This design comes from an exercise in tuning for small area on the open sky130 flow, not from production work.
RTL that was checked went through simulation tests only; none was proved equivalent to the original.
Not every run is shown, and edits may drop behaviour that the tests do not exercise.
Function not checked in run 2: the RTL went through the layout flow alone.

==> flow/design.v <==
module distortion_correction #(
    parameter DATA_WIDTH = 16,
    parameter H_RES = 1280,
    parameter V_RES = 720
)(
    input clk,
    input rst_n,
    input [15:0] fx, fy,
    input [15:0] cx, cy,
    input [15:0] k1, k2, k3,
    input valid_params,
    input [DATA_WIDTH-1:0] vin_data,
    input vin_de, vin_vs, vin_hs,
    input [9:0] pixel_x, pixel_y,
    output reg [DATA_WIDTH-1:0] vout_data,
    output reg vout_de, vout_vs, vout_hs,
    input [15:0] ram_rd_data,
    output reg [19:0] ram_rd_addr,
    output reg ram_rd_en
);
    reg [2:0] cnt;
    wire start = vin_de && valid_params;
    always @(posedge clk or negedge rst_n) begin
        if (!rst_n) cnt <= 3'd0;
        else if (cnt != 3'd0 || start) cnt <= cnt + 3'd1;
    end
    wire s0 = (cnt == 3'd0);
    wire s1 = (cnt == 3'd1);
    wire s2 = (cnt == 3'd2);
    wire s3 = (cnt == 3'd3);
    wire s4 = (cnt == 3'd4);
    wire s5 = (cnt == 3'd5);
    wire s6 = (cnt == 3'd6);
    wire s7 = (cnt == 3'd7);
    reg [15:0] xr, yr;      
    reg [31:0] ra;          
    reg [31:0] sa;          
    wire [15:0] xin = pixel_x - cx;
    wire [15:0] yin = pixel_y - cy;
    wire [15:0] ra_lo = ra[15:0];
    wire [15:0] ra_hi = ra[31:16];
    wire [15:0] vp = s5 ? {8'd0, sa[7:0]} : ra_hi;
    wire [15:0] vq = s5 ? k3 : sa[15:0];
    wire [23:0] vadd = s5 ? ra[23:0] : 24'd0;
    wire [7:0]  vlo_hi = vp[15:8] * vq[7:0];
    wire [33:0] vsum = vp[7:0] * vq + {vlo_hi, 8'd0} + {vadd, 8'd0} + {s5, 24'd0};
    reg  [15:0] up;
    reg  [31:0] uq;
    reg  [33:0] uadd;
    reg         usg;
    always @(*) begin
        up = 16'd0; uq = 32'd0; uadd = 34'd0; usg = 1'b0;
        case (cnt)
            3'd0: begin up = xin; uq = {{16{xin[15]}}, xin}; usg = 1'b1; end           
            3'd1: begin up = yr;  uq = {{16{yr[15]}}, yr}; usg = 1'b1; uadd = {2'b0, ra}; end   
            3'd2: begin up = ra_lo; uq = {ra[30:16], 1'b0, ra_lo}; end                 
            3'd3: begin up = ra_lo; uq = sa; uadd = {2'b0, vsum[15:0], 16'd0}; end     
            3'd4: begin up = k1; uq = ra; end                                         
            3'd5: begin up = k2; uq = {16'd0, sa[31:16]}; uadd = {vsum[33:8], 8'd0}; end  
            3'd6: begin up = xr; uq = ra; usg = 1'b1; end                             
            3'd7: begin up = yr; uq = ra; usg = 1'b1; end                             
        endcase
    end
    wire [31:0] urow15 = up[15] ? ({15'd0, uq[16:0] ^ {17{usg}}} << 15) : 32'd0;
    wire [31:0] uprod = up[14:0] * uq;
    wire [33:0] usum = uprod + urow15 + {up[15] & usg, 15'd0} + uadd;
    wire [9:0] cxo = cx[9:0] + usum[25:16];
    wire [9:0] cyo = cy[9:0] + usum[25:16];
    always @(posedge clk) begin
        if (s0) begin
            xr <= xin;
            yr <= yin;
        end
        if (s0 | s1) ra <= usum[31:0];
        else if (s4) ra <= {8'd0, usum[31:8]};
        else if (s5) ra <= {6'd0, usum[33:8]};
        if (s2) sa <= usum[31:0];
        else if (s3) sa[7:0] <= usum[31:24];
        else if (s5) sa[31:12] <= {pixel_y, pixel_x};
        else if (s6) sa[9:0] <= cxo;
    end
    wire sel = valid_params && de_d3 && (cyo < V_RES);
    wire [9:0] ysel = sel ? cyo : sa[31:22];
    wire [9:0] xsel = sel ? sa[9:0] : sa[21:12];
    wire [11:0] ahi = {ysel, 2'b00} + {2'b00, ysel} + {10'd0, xsel[9:8]};
    reg de_d1, vs_d1, hs_d1;
    reg de_d2, vs_d2, hs_d2;
    reg de_d3, vs_d3, hs_d3;
    always @(posedge clk or negedge rst_n) begin
        if (!rst_n) begin
            de_d1 <= 0; vs_d1 <= 0; hs_d1 <= 0;
            de_d2 <= 0; vs_d2 <= 0; hs_d2 <= 0;
            de_d3 <= 0; vs_d3 <= 0; hs_d3 <= 0;
            ram_rd_addr <= 0;
            ram_rd_en <= 0;
            vout_data <= 0;
            vout_de <= 0; vout_vs <= 0; vout_hs <= 0;
        end else begin
            de_d1 <= vin_de; vs_d1 <= vin_vs; hs_d1 <= vin_hs;
            de_d2 <= de_d1;  vs_d2 <= vs_d1;  hs_d2 <= hs_d1;
            de_d3 <= de_d2;  vs_d3 <= vs_d2;  hs_d3 <= hs_d2;
            if (s7) ram_rd_addr <= {ahi, xsel[7:0]};
            ram_rd_en <= s7 & de_d3;
            vout_data <= ram_rd_data;
            vout_de <= de_d3;
            vout_vs <= vs_d3;
            vout_hs <= hs_d3;
        end
    end
endmodule
==> flow/run.sh <==
#!/bin/bash
# synth_recipe.tcl (not shown) runs the flow's synth.tcl, then flattens the netlist and writes it again
# the make line also repeats each setting of config.mk as NAME=value (left out here)
make -C /OpenROAD-flow-scripts/flow DESIGN_CONFIG=/design/flow/config.mk WORK_HOME=/design/flow/orfs CLKGATE_MAP_FILE= SYNTH_SCRIPT=/design/flow/synth_recipe.tcl finish
==> flow/config.mk <==
export PLATFORM = sky130hd
export DESIGN_NAME = distortion_correction
export DESIGN_NICKNAME = distortion_correction
export VERILOG_FILES = /design/flow/design.v
export SDC_FILE = /design/flow/constraint.sdc
export NUM_CORES = 4
export LEC_CHECK = 0
export CAP_MARGIN = 20
export CORE_MARGIN = 2
export CORE_UTILIZATION = 40
export SLEW_MARGIN = 20
==> flow/constraint.sdc <==
create_clock -name core_clock -period 20.0 [get_ports {clk}]
set_input_delay 4.0000 -clock core_clock [delete_from_list [all_inputs] [get_ports {clk}]]
set_output_delay 4.0000 -clock core_clock [all_outputs]
set_load 0.01 [all_outputs]
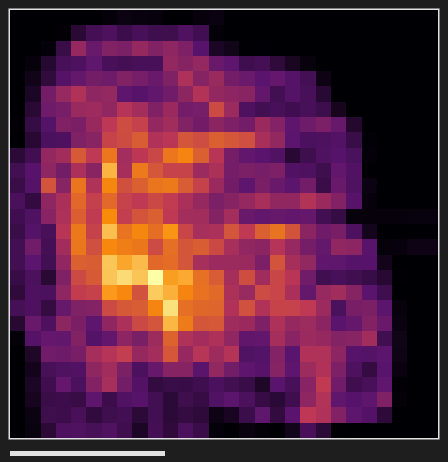
Figure 1: run 1, signal metal coverage by tile.
Bar = 100 µm. 28 x 28 tiles, from black (low) to pale yellow (high), scaled to the fullest tile. Values are wire area over tile area, all layers added.
16% of the tiles are over half the peak. The fullest tile reaches 0.84. The emptiest ninth of the die: north-east. The mean over all tiles is 0.23. 23% of the tiles are nearly empty.

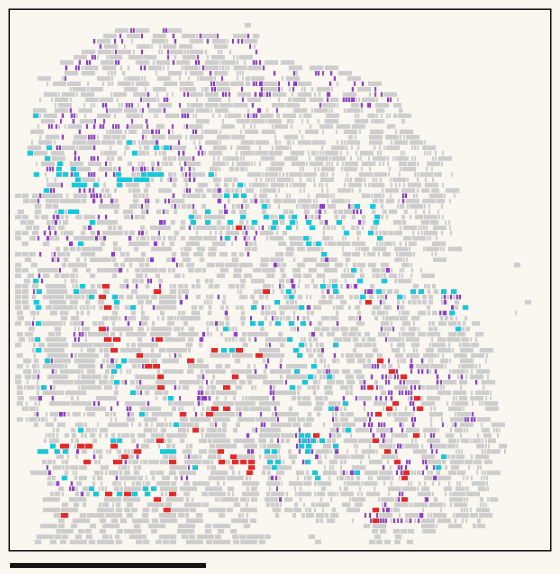
Figure 2: run 1, gate families picked out.
Bar = 100 µm.
Key: NAND gates = purple [cells 579, most used nand2_1, where all over the die]; XOR/XNOR gates = cyan [cells 167, most used xnor2_1]; multiplexers = red [cells 71, most used mux2i_1]

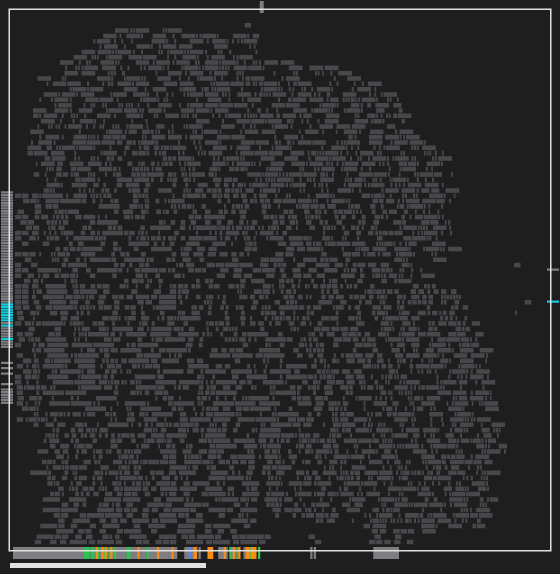
Figure 3: run 1, pin placement.
Bar = 100 µm. Pins as bars across the die edge, other pins in gray.
Key: ram_rd_addr = orange [pins 20, direction output, edge south]; vout_data = green [pins 16, direction output, edge south]; pixel_x = cyan [pins 10, direction input, edge 9 west, 1 east]; vout_vs = blue [pins 1, direction output, edge south]
All pins by edge: 137 south, 69 west, 2 north, 2 east.

==> metrics.yaml, run 1 <==
fin_tns_setup_ns: 0
drt_iter0_drc: 2806
buffers: 254
cts_buffer_depth: 2
clk_pin_slew_ns: 0.08
relSlewSlack: 0.270
setup.worst_path.start: "cx[0]"
rr_worst_depth: 61
syn_area_per_cell_um2: 8.68
placedCellCount: 4480
stdcell_area_mm2: 0.0333
rsz0062_at_grt: "false"
fin_skew_ns: 0.0167
status: "complete, no violations"
synth_top_area_cell: "fa_1"
synth-xor-area-share: 0.0524
dpl_worst_slack_ns: 0.178
grt_use_met1: 0.393
postCtsSetupBuffers: 0
top_level_ports: 210
final_hold_viol_count: 0
cp-start-kind: "primary input"
wl_met3_mm: 10.2
final_common_cell: "inv_1"
clock_latency_ns: 0.45
wl_mm: 103
coreArea_mm2: 0.0731
synth-adder-area-share: 0.408
synth_top_area_frac: 0.294
multi_input_area_share: 0.688
path_max_fanout: 9
r2r-end: "ram_rd_addr[19]"
num_rows: 99
crit_slowest_cell: "clkdlybuf4s50_1"
final_nets: 4417
worst_setup_path_end_kind: "flip-flop"
nFlopsAndLatches: 148
criticalPathCategory: "primary input to flip-flop"
tap_cells: 959
grt_busiest_layer: "met2"
worst_pin_slew_ns: 1.06
drtAntennaViolNets: 0
--- run 2 (diff from run 1) ---
==> flow/design.v (replaced) <==
module distortion_correction #(
    parameter DATA_WIDTH = 16,
    parameter H_RES = 1280,
    parameter V_RES = 720
)(
    input clk,
    input rst_n,
    input [15:0] fx, fy,       
    input [15:0] cx, cy,       
    input [15:0] k1, k2, k3,   
    input valid_params,
    input [DATA_WIDTH-1:0] vin_data,
    input vin_de, vin_vs, vin_hs,
    input [9:0] pixel_x, pixel_y,
    output reg [DATA_WIDTH-1:0] vout_data,
    output reg vout_de, vout_vs, vout_hs,
    input [15:0] ram_rd_data,
    output reg [19:0] ram_rd_addr,
    output reg ram_rd_en
);
    localparam IDLE = 2'b00;
    localparam CALC = 2'b01;
    localparam WAIT = 2'b10;
    localparam OUT  = 2'b11;
    reg [1:0] state, next_state;
    reg signed [15:0] x_norm, y_norm;       
    reg signed [31:0] x2, y2, r2;           
    reg signed [31:0] r4, r6;               
    reg signed [31:0] distortion_factor;    
    reg signed [15:0] x_distorted, y_distorted;   
    reg [9:0] corrected_x, corrected_y;     
    reg [9:0] px_d1, py_d1, px_d2, py_d2;
    reg de_d1, vs_d1, hs_d1;
    reg de_d2, vs_d2, hs_d2;
    reg de_d3, vs_d3, hs_d3;
    reg [2:0] calc_cnt;
    always @(posedge clk or negedge rst_n) begin
        if (!rst_n) begin
            state <= IDLE;
        end else begin
            state <= next_state;
        end
    end
    always @(*) begin
        case (state)
            IDLE: next_state = (vin_de && valid_params) ? CALC : IDLE;
            CALC: next_state = (calc_cnt == 3'd4) ? WAIT : CALC;
            WAIT: next_state = OUT;
            OUT:  next_state = IDLE;
            default: next_state = IDLE;
        endcase
    end
    always @(posedge clk or negedge rst_n) begin
        if (!rst_n) begin
            calc_cnt <= 0;
            x_norm <= 0; y_norm <= 0;
            x2 <= 0; y2 <= 0; r2 <= 0;
            r4 <= 0; r6 <= 0;
            distortion_factor <= 0;
            x_distorted <= 0; y_distorted <= 0;
            corrected_x <= 0; corrected_y <= 0;
        end else begin
            case (state)
                IDLE: begin
                    calc_cnt <= 0;
                    if (vin_de && valid_params) begin
                        x_norm <= (pixel_x - cx);
                        y_norm <= (pixel_y - cy);
                    end
                end
                CALC: begin
                    calc_cnt <= calc_cnt + 1;
                    case (calc_cnt)
                        3'd0: begin
                            x2 <= x_norm * x_norm;
                            y2 <= y_norm * y_norm;
                        end
                        3'd1: begin
                            r2 <= x2 + y2;
                        end
                        3'd2: begin
                            r4 <= (r2 * r2) >> 16;   
                            r6 <= (r2 * r2 * r2) >> 24;
                        end
                        3'd3: begin
                            distortion_factor <= 32'h10000 + 
                                               ((k1 * r2) >> 8) + 
                                               ((k2 * r4) >> 8) + 
                                               ((k3 * r6) >> 8);
                        end
                        3'd4: begin
                            x_distorted <= (x_norm * distortion_factor) >> 16;
                            y_distorted <= (y_norm * distortion_factor) >> 16;
                        end
                    endcase
                end
                WAIT: begin
                    corrected_x <= cx + x_distorted;
                    corrected_y <= cy + y_distorted;
                end
                default: begin
                    calc_cnt <= 0;
                end
            endcase
        end
    end
    wire in_bounds = (corrected_x < H_RES) && (corrected_y < V_RES) && 
                    (corrected_x >= 0) && (corrected_y >= 0);
    always @(posedge clk or negedge rst_n) begin
        if (!rst_n) begin
            px_d1 <= 0; py_d1 <= 0; px_d2 <= 0; py_d2 <= 0;
            de_d1 <= 0; vs_d1 <= 0; hs_d1 <= 0;
            de_d2 <= 0; vs_d2 <= 0; hs_d2 <= 0;
            de_d3 <= 0; vs_d3 <= 0; hs_d3 <= 0;
            ram_rd_addr <= 0;
            ram_rd_en <= 0;
            vout_data <= 0;
            vout_de <= 0; vout_vs <= 0; vout_hs <= 0;
        end else begin
            px_d1 <= pixel_x; py_d1 <= pixel_y;
            px_d2 <= px_d1;   py_d2 <= py_d1;
            de_d1 <= vin_de; vs_d1 <= vin_vs; hs_d1 <= vin_hs;
            de_d2 <= de_d1;  vs_d2 <= vs_d1;  hs_d2 <= hs_d1;
            de_d3 <= de_d2;  vs_d3 <= vs_d2;  hs_d3 <= hs_d2;
            if (state == OUT) begin
                if (valid_params && de_d3 && in_bounds) begin
                    ram_rd_addr <= corrected_y * H_RES + corrected_x;
                    ram_rd_en <= 1'b1;
                end else begin
                    ram_rd_addr <= py_d2 * H_RES + px_d2;
                    ram_rd_en <= de_d3;
                end
            end else begin
                ram_rd_en <= 1'b0;
            end
            vout_data <= ram_rd_data;
            vout_de <= de_d3;
            vout_vs <= vs_d3;
            vout_hs <= hs_d3;
        end
    end
endmodule
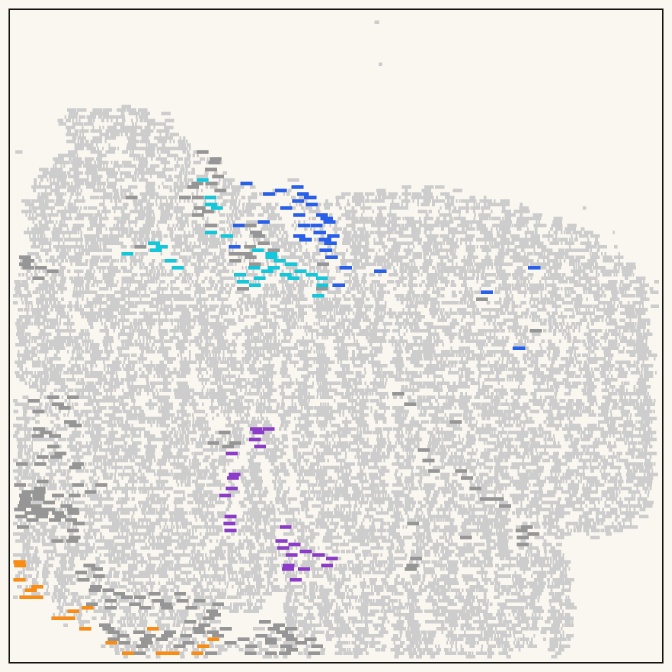
Figure 4: run 2, where the registers sit.
Other sequential cells in the stronger gray, the rest of the logic in the fainter gray.
Key: x2 = cyan [placed flops 31]; r2 = blue [placed flops 32]; ram_rd_addr = orange [placed flops 20, where south-west]; distortion_factor = purple [placed flops 26, where south]
Another 201 sequential cells are not colored.

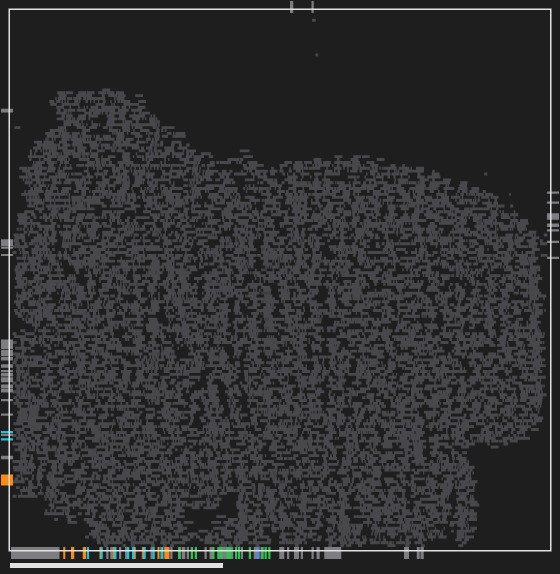
Figure 5: run 2, pin placement.
Bar = 200 µm. Pins as bars across the die edge, other pins in gray.
die width: 506 µm
Port Buffer Count: 161
die height: 506 µm

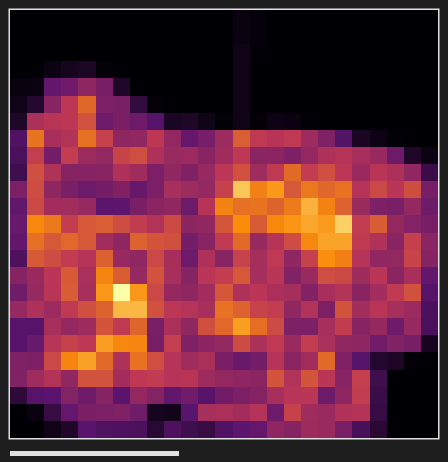
Figure 6: run 2, signal metal coverage by tile.
Bar = 200 µm. 25 x 25 tiles, from black (low) to pale yellow (high), scaled to the fullest tile. Values are wire area over tile area, all layers added.
The emptiest ninth of the die: north-east. 25% of the tiles are nearly empty. The mean over all tiles is 0.16. 23% of the tiles are over half the peak. The fullest tile reaches 0.51.

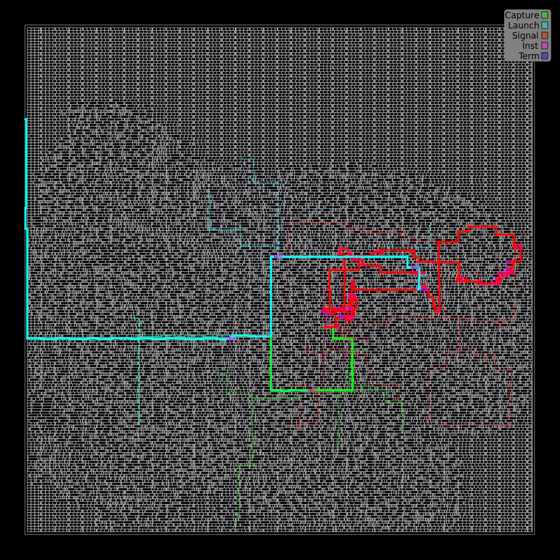
Figure 7: run 2, path with the least slack.
post-route setup slack: 3.51 ns
final core occ: 0.428
non-filler instance count after layout: 14300
Tmin final: 16.49 ns
total negative setup slack: 0 ns

==> run 2 against run 1 <==
Against the previous run:
- still clean
- fmax increased by 16%
- cell count grew to 3.2 times the previous value
- sequential cell count grew 162
- synthesized area rose to 3.4 times the previous value
- design area grew to 3.2 times the previous value
- synthesized cell count rose to 3.3 times the previous value
==> metrics.yaml, run 2 <==
criticalPathCategory: "flip-flop to flip-flop"
synthMuxAreaShare: 0.00386
worst_setup_path_end_kind: "flip-flop"
grt_use_met1: 0.279
rsz0062_at_grt: "false"
synth_most_common_cell: "inv_1"
synth_edf_count: 0
r2r-end: "r6[7]"
tap_cells: 3348
syn_area_per_cell_um2: 9.10
ys.flop_type: "dfrtp_1"
status: "complete, no violations"
final_nets: 14300
synth-xor-area-share: 0.0386
yosysUniqueCellTypes: 65
placedCellCount: 14200
cts_buffer_depth: 3
whs_endpoint: "hs_d3"
wl_mm: 261
drt_iter0_drc: 4122
num_rows: 184
crit_slowest_cell: "dfrtp_2"
wl_per_cell_um: 18.3
top_level_ports: 210
critical_path.endpoint: "r6[7]"
final_hold_viol_count: 0
synth-adder-area-share: 0.570
synth_top_area_cell: "fa_1"
fin_skew_ns: 0.0451
nFlopsAndLatches: 310
buffers: 306
synth_cells: 11100
dpl_cell_area_mm2: 0.106
worst_pin_slew_ns: 1.17
synth_seq_area_share: 0.0770
rr_worst_depth: 51
path_max_fanout: 47
synth_top_area_frac: 0.451
cp_num_cells: 51
drc_errors: 0
postCtsSetupBuffers: 0
first_pass_iters: 6
dpl_worst_slack_ns: 3.60
async_flop_share: 1.00
clock_latency_ns: 0.67
drtAntennaViolNets: 0
wl_met3_mm: 14.6
yosys.area_share.simple: 0.143
coreArea_mm2: 0.251
setup.worst_path.start: "r2[2]"
use_met3: 0.0256
grt_pass1_vias: 79800
yosys-top-cells-area: "fa_1 45%, ha_1 12%, inv_1 10%"
largest_reg_flops: 32
multi_input_area_share: 0.753
reg2reg_slack_ns: 3.51
seq_share: 0.0724
clock_tree_area_fraction: 0.0140
clockRootBuffer: "clkbuf_16"
clkSinkCount: 310
cp-start-kind: "flip-flop"
dieArea_mm2: 0.256
stdcell_area_mm2: 0.107
arrival_ns: 17.00
grt_busiest_layer: "met2"
initial_core_util: 0.402
final_common_cell: "inv_1"
area_delta_synth_final_pct: 6.60
grt_max_degree: 91
clk_pin_slew_ns: 0.06
grt_pass1_wl_mm: 433
relSlewSlack: 0.214
antenna_cells: 4
## Run 3: large edit since run 2, in outline
flow/design.v: 142 -> 619 lines; modules unchanged: 0
  distortion_correction: edited, 142 -> 607 lines
  dc_fa: new, 4 lines
  dc_ha_n: new, 4 lines
  dc_ha: new, 4 lines
==> module dc_ha_n as of run 3 <==
module dc_ha_n(input an, input bn, output sn, output con);
    assign sn = ~(an ^ bn);
    assign con = an | bn;
endmodule
==> module dc_ha as of run 3 <==
module dc_ha(input a, input b, output s, output co);
    assign s = a ^ b;
    assign co = a & b;
endmodule
==> module dc_fa as of run 3 <==
module dc_fa(input a, input b, input c, output s, output co);
    assign s = a ^ b ^ c;
    assign co = (a & b) | (a & c) | (b & c);
endmodule
--- a/flow/config.mk
+++ b/flow/config.mk
@@ -8,4 +8,5 @@
 export CAP_MARGIN = 20
 export CORE_MARGIN = 2
-export CORE_UTILIZATION = 40
+export CORE_UTILIZATION = 55
 export SLEW_MARGIN = 20
+export SYNTH_HIERARCHICAL = 1
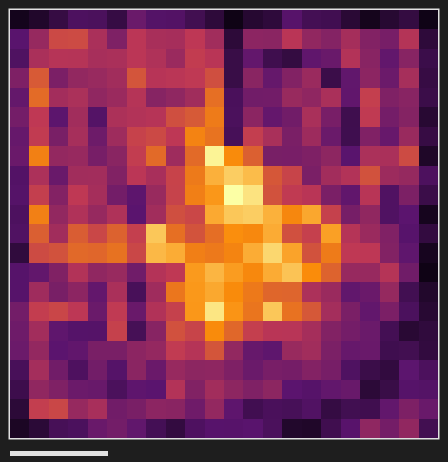
Figure 8: run 3, signal metal coverage by tile.
Bar = 50 µm. 22 x 22 tiles, from black (low) to pale yellow (high), scaled to the fullest tile. Values are wire area over tile area, all layers added.
The densest ninth of the die: center. 26% of the tiles are over half the peak. The mean over all tiles is 0.33.

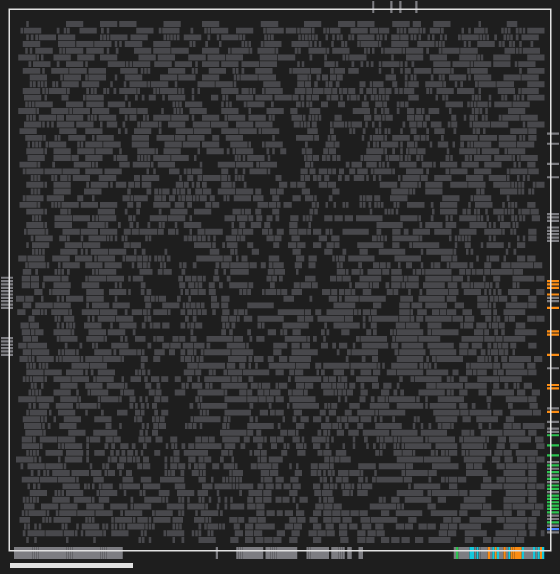
Figure 9: run 3, pin placement.
Bar = 50 µm. Pins as bars across the die edge, other pins in gray.
Key: vout_data = green [pins 16, direction output, edge 15 east, 1 south]; ram_rd_addr = orange [pins 20, direction output, edge 11 east, 9 south]; pixel_x = cyan [pins 10, direction input, edge south]; vout_vs = blue [pins 1, direction output, edge east]

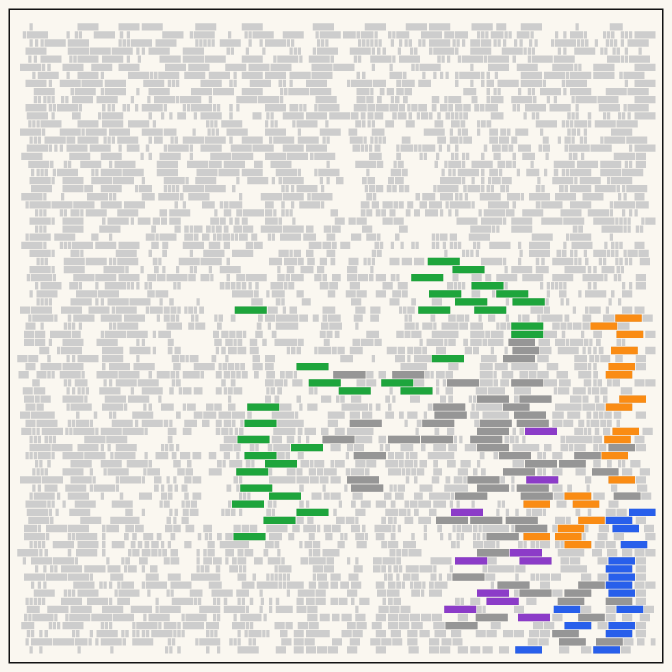
Figure 10: run 3, where the registers sit.
Other sequential cells in the stronger gray, the rest of the logic in the fainter gray.
Key: pxr = purple [placed flops 10, where south-east]; ra = green [placed flops 32]; vout_data = blue [placed flops 16, where south-east]; ram_rd_addr = orange [placed flops 20]
Another 58 sequential cells are not colored.

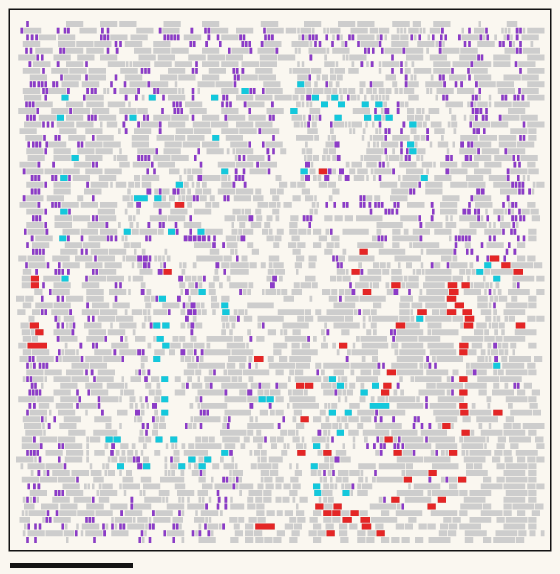
Figure 11: run 3, gate families picked out.
Bar = 50 µm.
multi-input gate share of total cell area: 0.706
non-filler instance count after layout: 3457
commonest non-fill, non-tap cell in the layout: nand2_1

==> run 3 against run 2 <==
Against the previous run:
- design area is 74% lower
- critical path depth is 2 lower
- register-to-register slack worse by 0.27 ns
- largest cell class unchanged
- hold slack better by 0.016 ns
- clock skew is 0.035 ns lower
==> metrics.yaml, run 3 <==
seq_share: 0.135
nFlopsAndLatches: 136
yosys.area_share.simple: 0.158
placedCellCount: 3425
wl_mm: 91.1
die_x_um: 219
synthMuxAreaShare: 0.0281
whs_endpoint: "de_d2"
met1_length_mm: 34.9
synth-compound-area-share: 0.125
clk_pin_slew_ns: 0.07
grt_use_met1: 0.513
top_level_ports: 210
dpl_worst_slack_ns: 1.10
wl_met3_mm: 9.94
antenna_cells: 0
synth_cells: 2760
final_core_util: 0.621
criticalPathCategory: "primary input to flip-flop"
path_max_fanout: 9
first_pass_iters: 12
place_congestion: 1.00
num-nonclk-inverters: 299
worst_setup_path_end_kind: "flip-flop"
critical_path.endpoint: "ram_rd_addr[17]"
arrival_ns: 19.13
coreArea_mm2: 0.0456
synth-adder-area-share: 0.440
avgViaCountPerCell: 6.32
crit_family: "adder cells"
clock.fmax_ghz: 0.0531
syn_area_per_cell_um2: 9.23
use_met3: 0.0826
die_h_um: 219
synth_top_area_frac: 0.369
io_buffers: 161
buffers: 216
drt_iter0_drc: 2480
clock_latency_ns: 0.44
layout_common_cells: "725 x nand2_1, 469 x fa_1, 296 x inv_1"
yosysUniqueCellTypes: 83
tap_cells: 600
grt_max_degree: 61
final_nets: 3629
synth_top_area_cell: "fa_1"
synth_edf_count: 84
clockRootBuffer: "clkbuf_16"
drc_errors: 0
setup_violations: 0
stdcell_area_mm2: 0.0283
clock_tree_area_fraction: 0.0220
relSlewSlack: 0.222
setup.worst_path.start: "k3[11]"
worst_pin_slew_ns: 1.16
yosys-top-cells-area: "fa_1 37%, nand2_1 11%, edfxtp_1 9.9%"
num_rows: 78
grt_pass1_vias: 22800
reg2reg_slack_ns: 3.24
r2r-end: "ram_rd_addr[17]"
ys.flop_type: "edfxtp_1"
fin_tns_setup_ns: 0
rr_worst_depth: 52
cp_num_cells: 49
cts_buffer_depth: 2
fin_skew_ns: 0.0101
crit_slowest_cell: "a221oi_1"
fin_crit_ns: 18.84
setup_ws_ns: 1.16
antenna_found_initial: 2
synth-xor-area-share: 0.0280
cp-start-kind: "primary input"
postCtsSetupBuffers: 0
grt_pass1_wl_mm: 137
status: "complete, no violations"
async_flop_share: 0.382
grt_use_total: 0.390
clkSinkCount: 136
area_delta_synth_final_pct: 11.2
initial_core_util: 0.559
final_hold_viol_count: 0
multiInputGateArea_mm2: 0.0200
grt_busiest_layer: "met2"
wl_per_cell_um: 26.3
dieArea_mm2: 0.0480
dpl_cell_area_mm2: 0.0277
synth_top_family_by_area: "adder cells"
drtAntennaViolNets: 0
rsz0062_at_grt: "false"
synth_seq_area_share: 0.150
synth_most_common_cell: "nand2_1"
--- run 4: outline of the changes from run 3 ---
flow/design.v: 619 -> 960 lines; modules unchanged: 3
  distortion_correction: edited, 607 -> 934 lines
  dc_xnor: new, 3 lines
  dc_xor: new, 3 lines
  dc_ao: new, 3 lines
  dc_bsel_n: new, 5 lines
==> module dc_bsel_n as of run 4 <==
module dc_bsel_n(input one, input two, input neg, input q1, input q0, output ppn);
    wire sel;
    dc_ao u_ao (.a(one), .b(q1), .c(two), .d(q0), .y(sel));
    assign ppn = ~(sel ^ neg);
endmodule
==> module dc_xor as of run 4 <==
module dc_xor(input a, input b, output y);
    assign y = a ^ b;
endmodule
==> module dc_xnor as of run 4 <==
module dc_xnor(input a, input b, output y);
    assign y = ~(a ^ b);
endmodule
==> module dc_ao as of run 4 <==
module dc_ao(input a, input b, input c, input d, output y);
    assign y = (a & b) | (c & d);
endmodule
==> flow/flow/run.sh (new file) <==
#!/bin/bash
# The standard layout (standard.sh: standard synthesis and ORFS flow), with one
# change: the port buffers that ORFS inserts at global placement use the smallest
# buffer cell (sky130_fd_sc_hd__buf_1) instead of the default choice.
set -e
echo 'export BUFFER_PORTS_ARGS = -buffer_cell sky130_fd_sc_hd__buf_1' >> config.mk
bash standard.sh > standard.log 2>&1
==> flow/standard.sh (new file) <==
#!/bin/bash
# synth_recipe.tcl (not shown) runs the flow's synth.tcl, then flattens the netlist and writes it again
# the make line also repeats each setting of config.mk as NAME=value (left out here)
make -C /OpenROAD-flow-scripts/flow DESIGN_CONFIG=/design/flow/config.mk WORK_HOME=/design/flow/orfs CLKGATE_MAP_FILE= SYNTH_SCRIPT=/design/flow/synth_recipe.tcl "${@:-finish}"
--- a/flow/config.mk
+++ b/flow/config.mk
@@ -8,5 +8,6 @@
 export CAP_MARGIN = 20
 export CORE_MARGIN = 2
-export CORE_UTILIZATION = 55
+export CORE_UTILIZATION = 60
 export SLEW_MARGIN = 20
 export SYNTH_HIERARCHICAL = 1
+export BUFFER_PORTS_ARGS = -buffer_cell sky130_fd_sc_hd__buf_1
removed: flow/run.sh
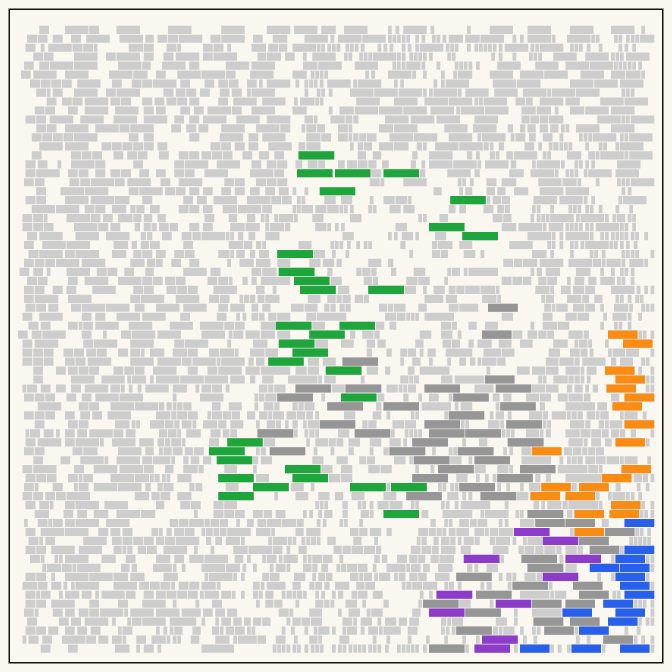
Figure 12: run 4, where the registers sit.
Other sequential cells in the stronger gray, the rest of the logic in the fainter gray.
Key: ram_rd_addr = orange [placed flops 20]; vout_data = blue [placed flops 16, where south-east]; ra = green [placed flops 32]; pxr = purple [placed flops 10, where south-east]
Another 58 sequential cells are not colored.

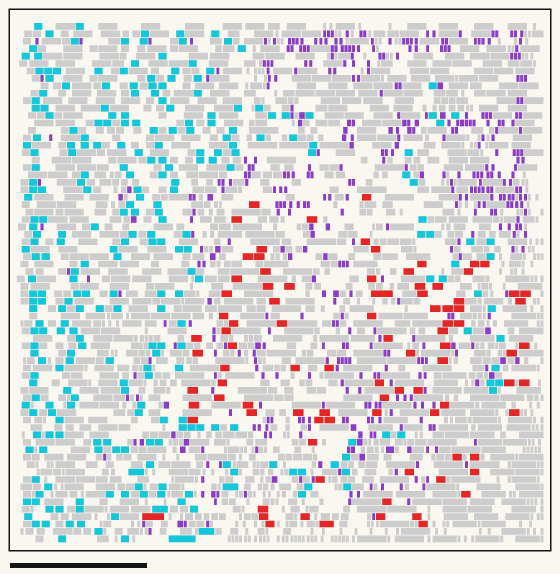
Figure 13: run 4, gate families picked out.
Bar = 50 µm.
Key: XOR/XNOR gates = cyan [cells 282, most used xnor2_1]; NAND gates = purple [cells 455, most used nand2_1]; multiplexers = red [cells 91, most used mux2_2]

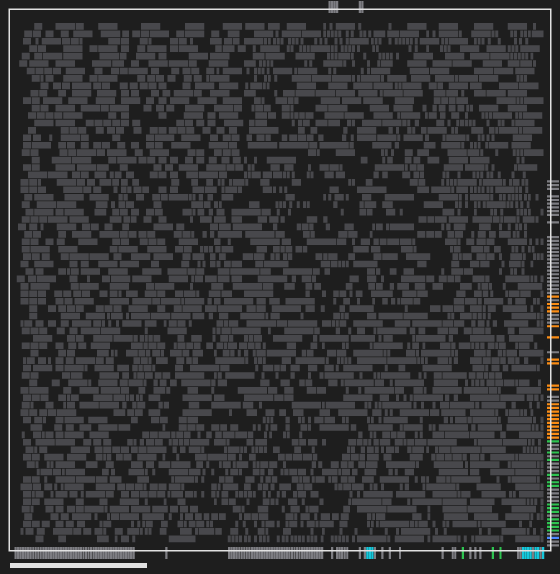
Figure 14: run 4, pin placement.
Bar = 50 µm. Pins as bars across the die edge, other pins in gray.
die height: 198 µm
die width: 198 µm

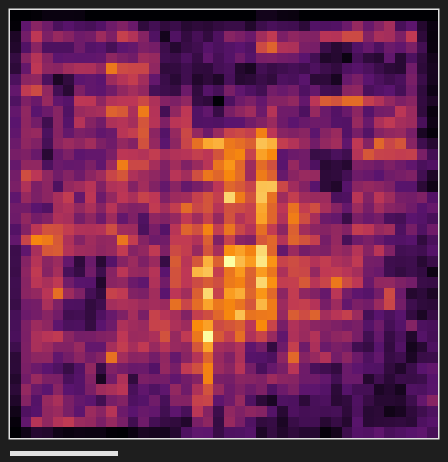
Figure 15: run 4, signal metal coverage by tile.
Bar = 50 µm. 40 x 40 tiles, from black (low) to pale yellow (high), scaled to the fullest tile. Values are wire area over tile area, all layers added.
17% of the tiles are over half the peak. The mean over all tiles is 0.35. 2.5% of the tiles are nearly empty. The densest ninth of the die: center. The fullest tile reaches 1.0.

==> run 4 against run 3 <==
Against the previous run:
- still clean on timing, DRC and antenna
- hold slack worse by 0.0052 ns
- cell count down 15%
- wire length decreased by 13%
- sequential cell count is the same
- synthesized area decreased by 12%
- design area down 13%
- clock skew up 0.0044 ns
- utilization grew 4.5 points
- critical path type unchanged
==> metrics.yaml, run 4 <==
synthMuxAreaShare: 0.0434
num-nonclk-inverters: 170
met1_length_mm: 30.1
clk_pin_slew_ns: 0.07
final_hold_viol_count: 0
synth_top_area_frac: 0.270
dpl_cell_area_mm2: 0.0239
yosysUniqueCellTypes: 73
grt_pass1_wl_mm: 118
arrival_ns: 17.28
dpl_worst_slack_ns: 2.70
grt_use_met1: 0.551
place_congestion: 1.02
fin_crit_ns: 17.09
tap_cells: 468
clockRootBuffer: "clkbuf_16"
synth_seq_area_share: 0.170
cts_buffer_depth: 2
async_flop_share: 0.382
clock.fmax_ghz: 0.0585
drtAntennaViolNets: 0
io_buffers: 161
initial_core_util: 0.612
yosys.area_share.simple: 0.106
coreArea_mm2: 0.0368
stdcell_area_mm2: 0.0245
syn_area_per_cell_um2: 9.85
postCtsSetupBuffers: 0
buffers: 211
dieArea_mm2: 0.0391
grt_busiest_layer: "met2"
final_common_cell: "nand2_1"
synth-adder-area-share: 0.348
grt_use_total: 0.410
num_rows: 70
synth_most_common_cell: "nand2_1"
crit_family: "adder cells"
rsz0062_at_grt: "false"
multi_input_area_share: 0.729
wl_met3_mm: 8.92
synth-xor-area-share: 0.110
use_met3: 0.0734
r2r-end: "ra[24]"
final_core_util: 0.666
final_cells: 2927
drt_iter0_drc: 2599
fin_tns_setup_ns: 0
synth_cells: 2286
grt_max_degree: 60
synth-compound-area-share: 0.180
synth_top_area_cell: "fa_1"
multiInputGateArea_mm2: 0.0179
status: "complete, no violations"
yosys-top-cells-area: "fa_1 27%, edfxtp_1 11%, xnor2_1 11%"
avgViaCountPerCell: 6.74
ys.flop_type: "edfxtp_1"
nFlopsAndLatches: 136
clock_latency_ns: 0.44
path_max_fanout: 8
first_pass_iters: 10
reg2reg_slack_ns: 4.42
whs_endpoint: "vout_vs"
antenna_cells: 1
seq_share: 0.156
clock_tree_area_fraction: 0.0246
setup.worst_path.start: "k3[12]"
worst_setup_path_end_kind: "flip-flop"
fin_skew_ns: 0.0144
drc_errors: 0
grt_pass1_vias: 19600

-- re-timing with driven ports --
The flow's constraints put no driver on any port. The routed layouts listed below were extracted and timed again, unchanged, in two steps.
Step 1 sets driving cells, clkbuf_16 on the clock port and buf_2 on the other inputs (assumed; they add their load-dependent delay and slew).
Step 2 times the ports against the registers' clock, not the clock port: input delays grow and output delays shrink by t, the midpoint of the rising clock arrivals with the driver on.
Slacks: ideal / step 1 / step 2; pairs: ideal / step 1.
run | t, ns | slack for setup (ns) | hold WS [ns] | worst data-port slew with drivers (ns) | pins driven straight from the clock port
run 1 | 0.486 | 0.788 / 0.809 / 0.323 | 0.350 / 0.350 / 0.350 | 0.05 | 1
run 2 | 0.734 | 3.506 / 3.506 / 3.506 | 0.337 / 0.337 / 0.337 | 0.22 | 1
run 3 | 0.476 | 1.158 / 1.175 / 0.699 | 0.353 / 0.353 / 0.353 | 0.08 | 1
run 4 | 0.480 | 2.911 / 2.937 / 2.456 | 0.348 / 0.348 / 0.348 | 0.07 | 1
After both steps setup and hold are still met in every run listed. For run 1, which loses most, drivers alone change the setup slack by +0.021 ns; drivers and shift together by -0.465 ns.
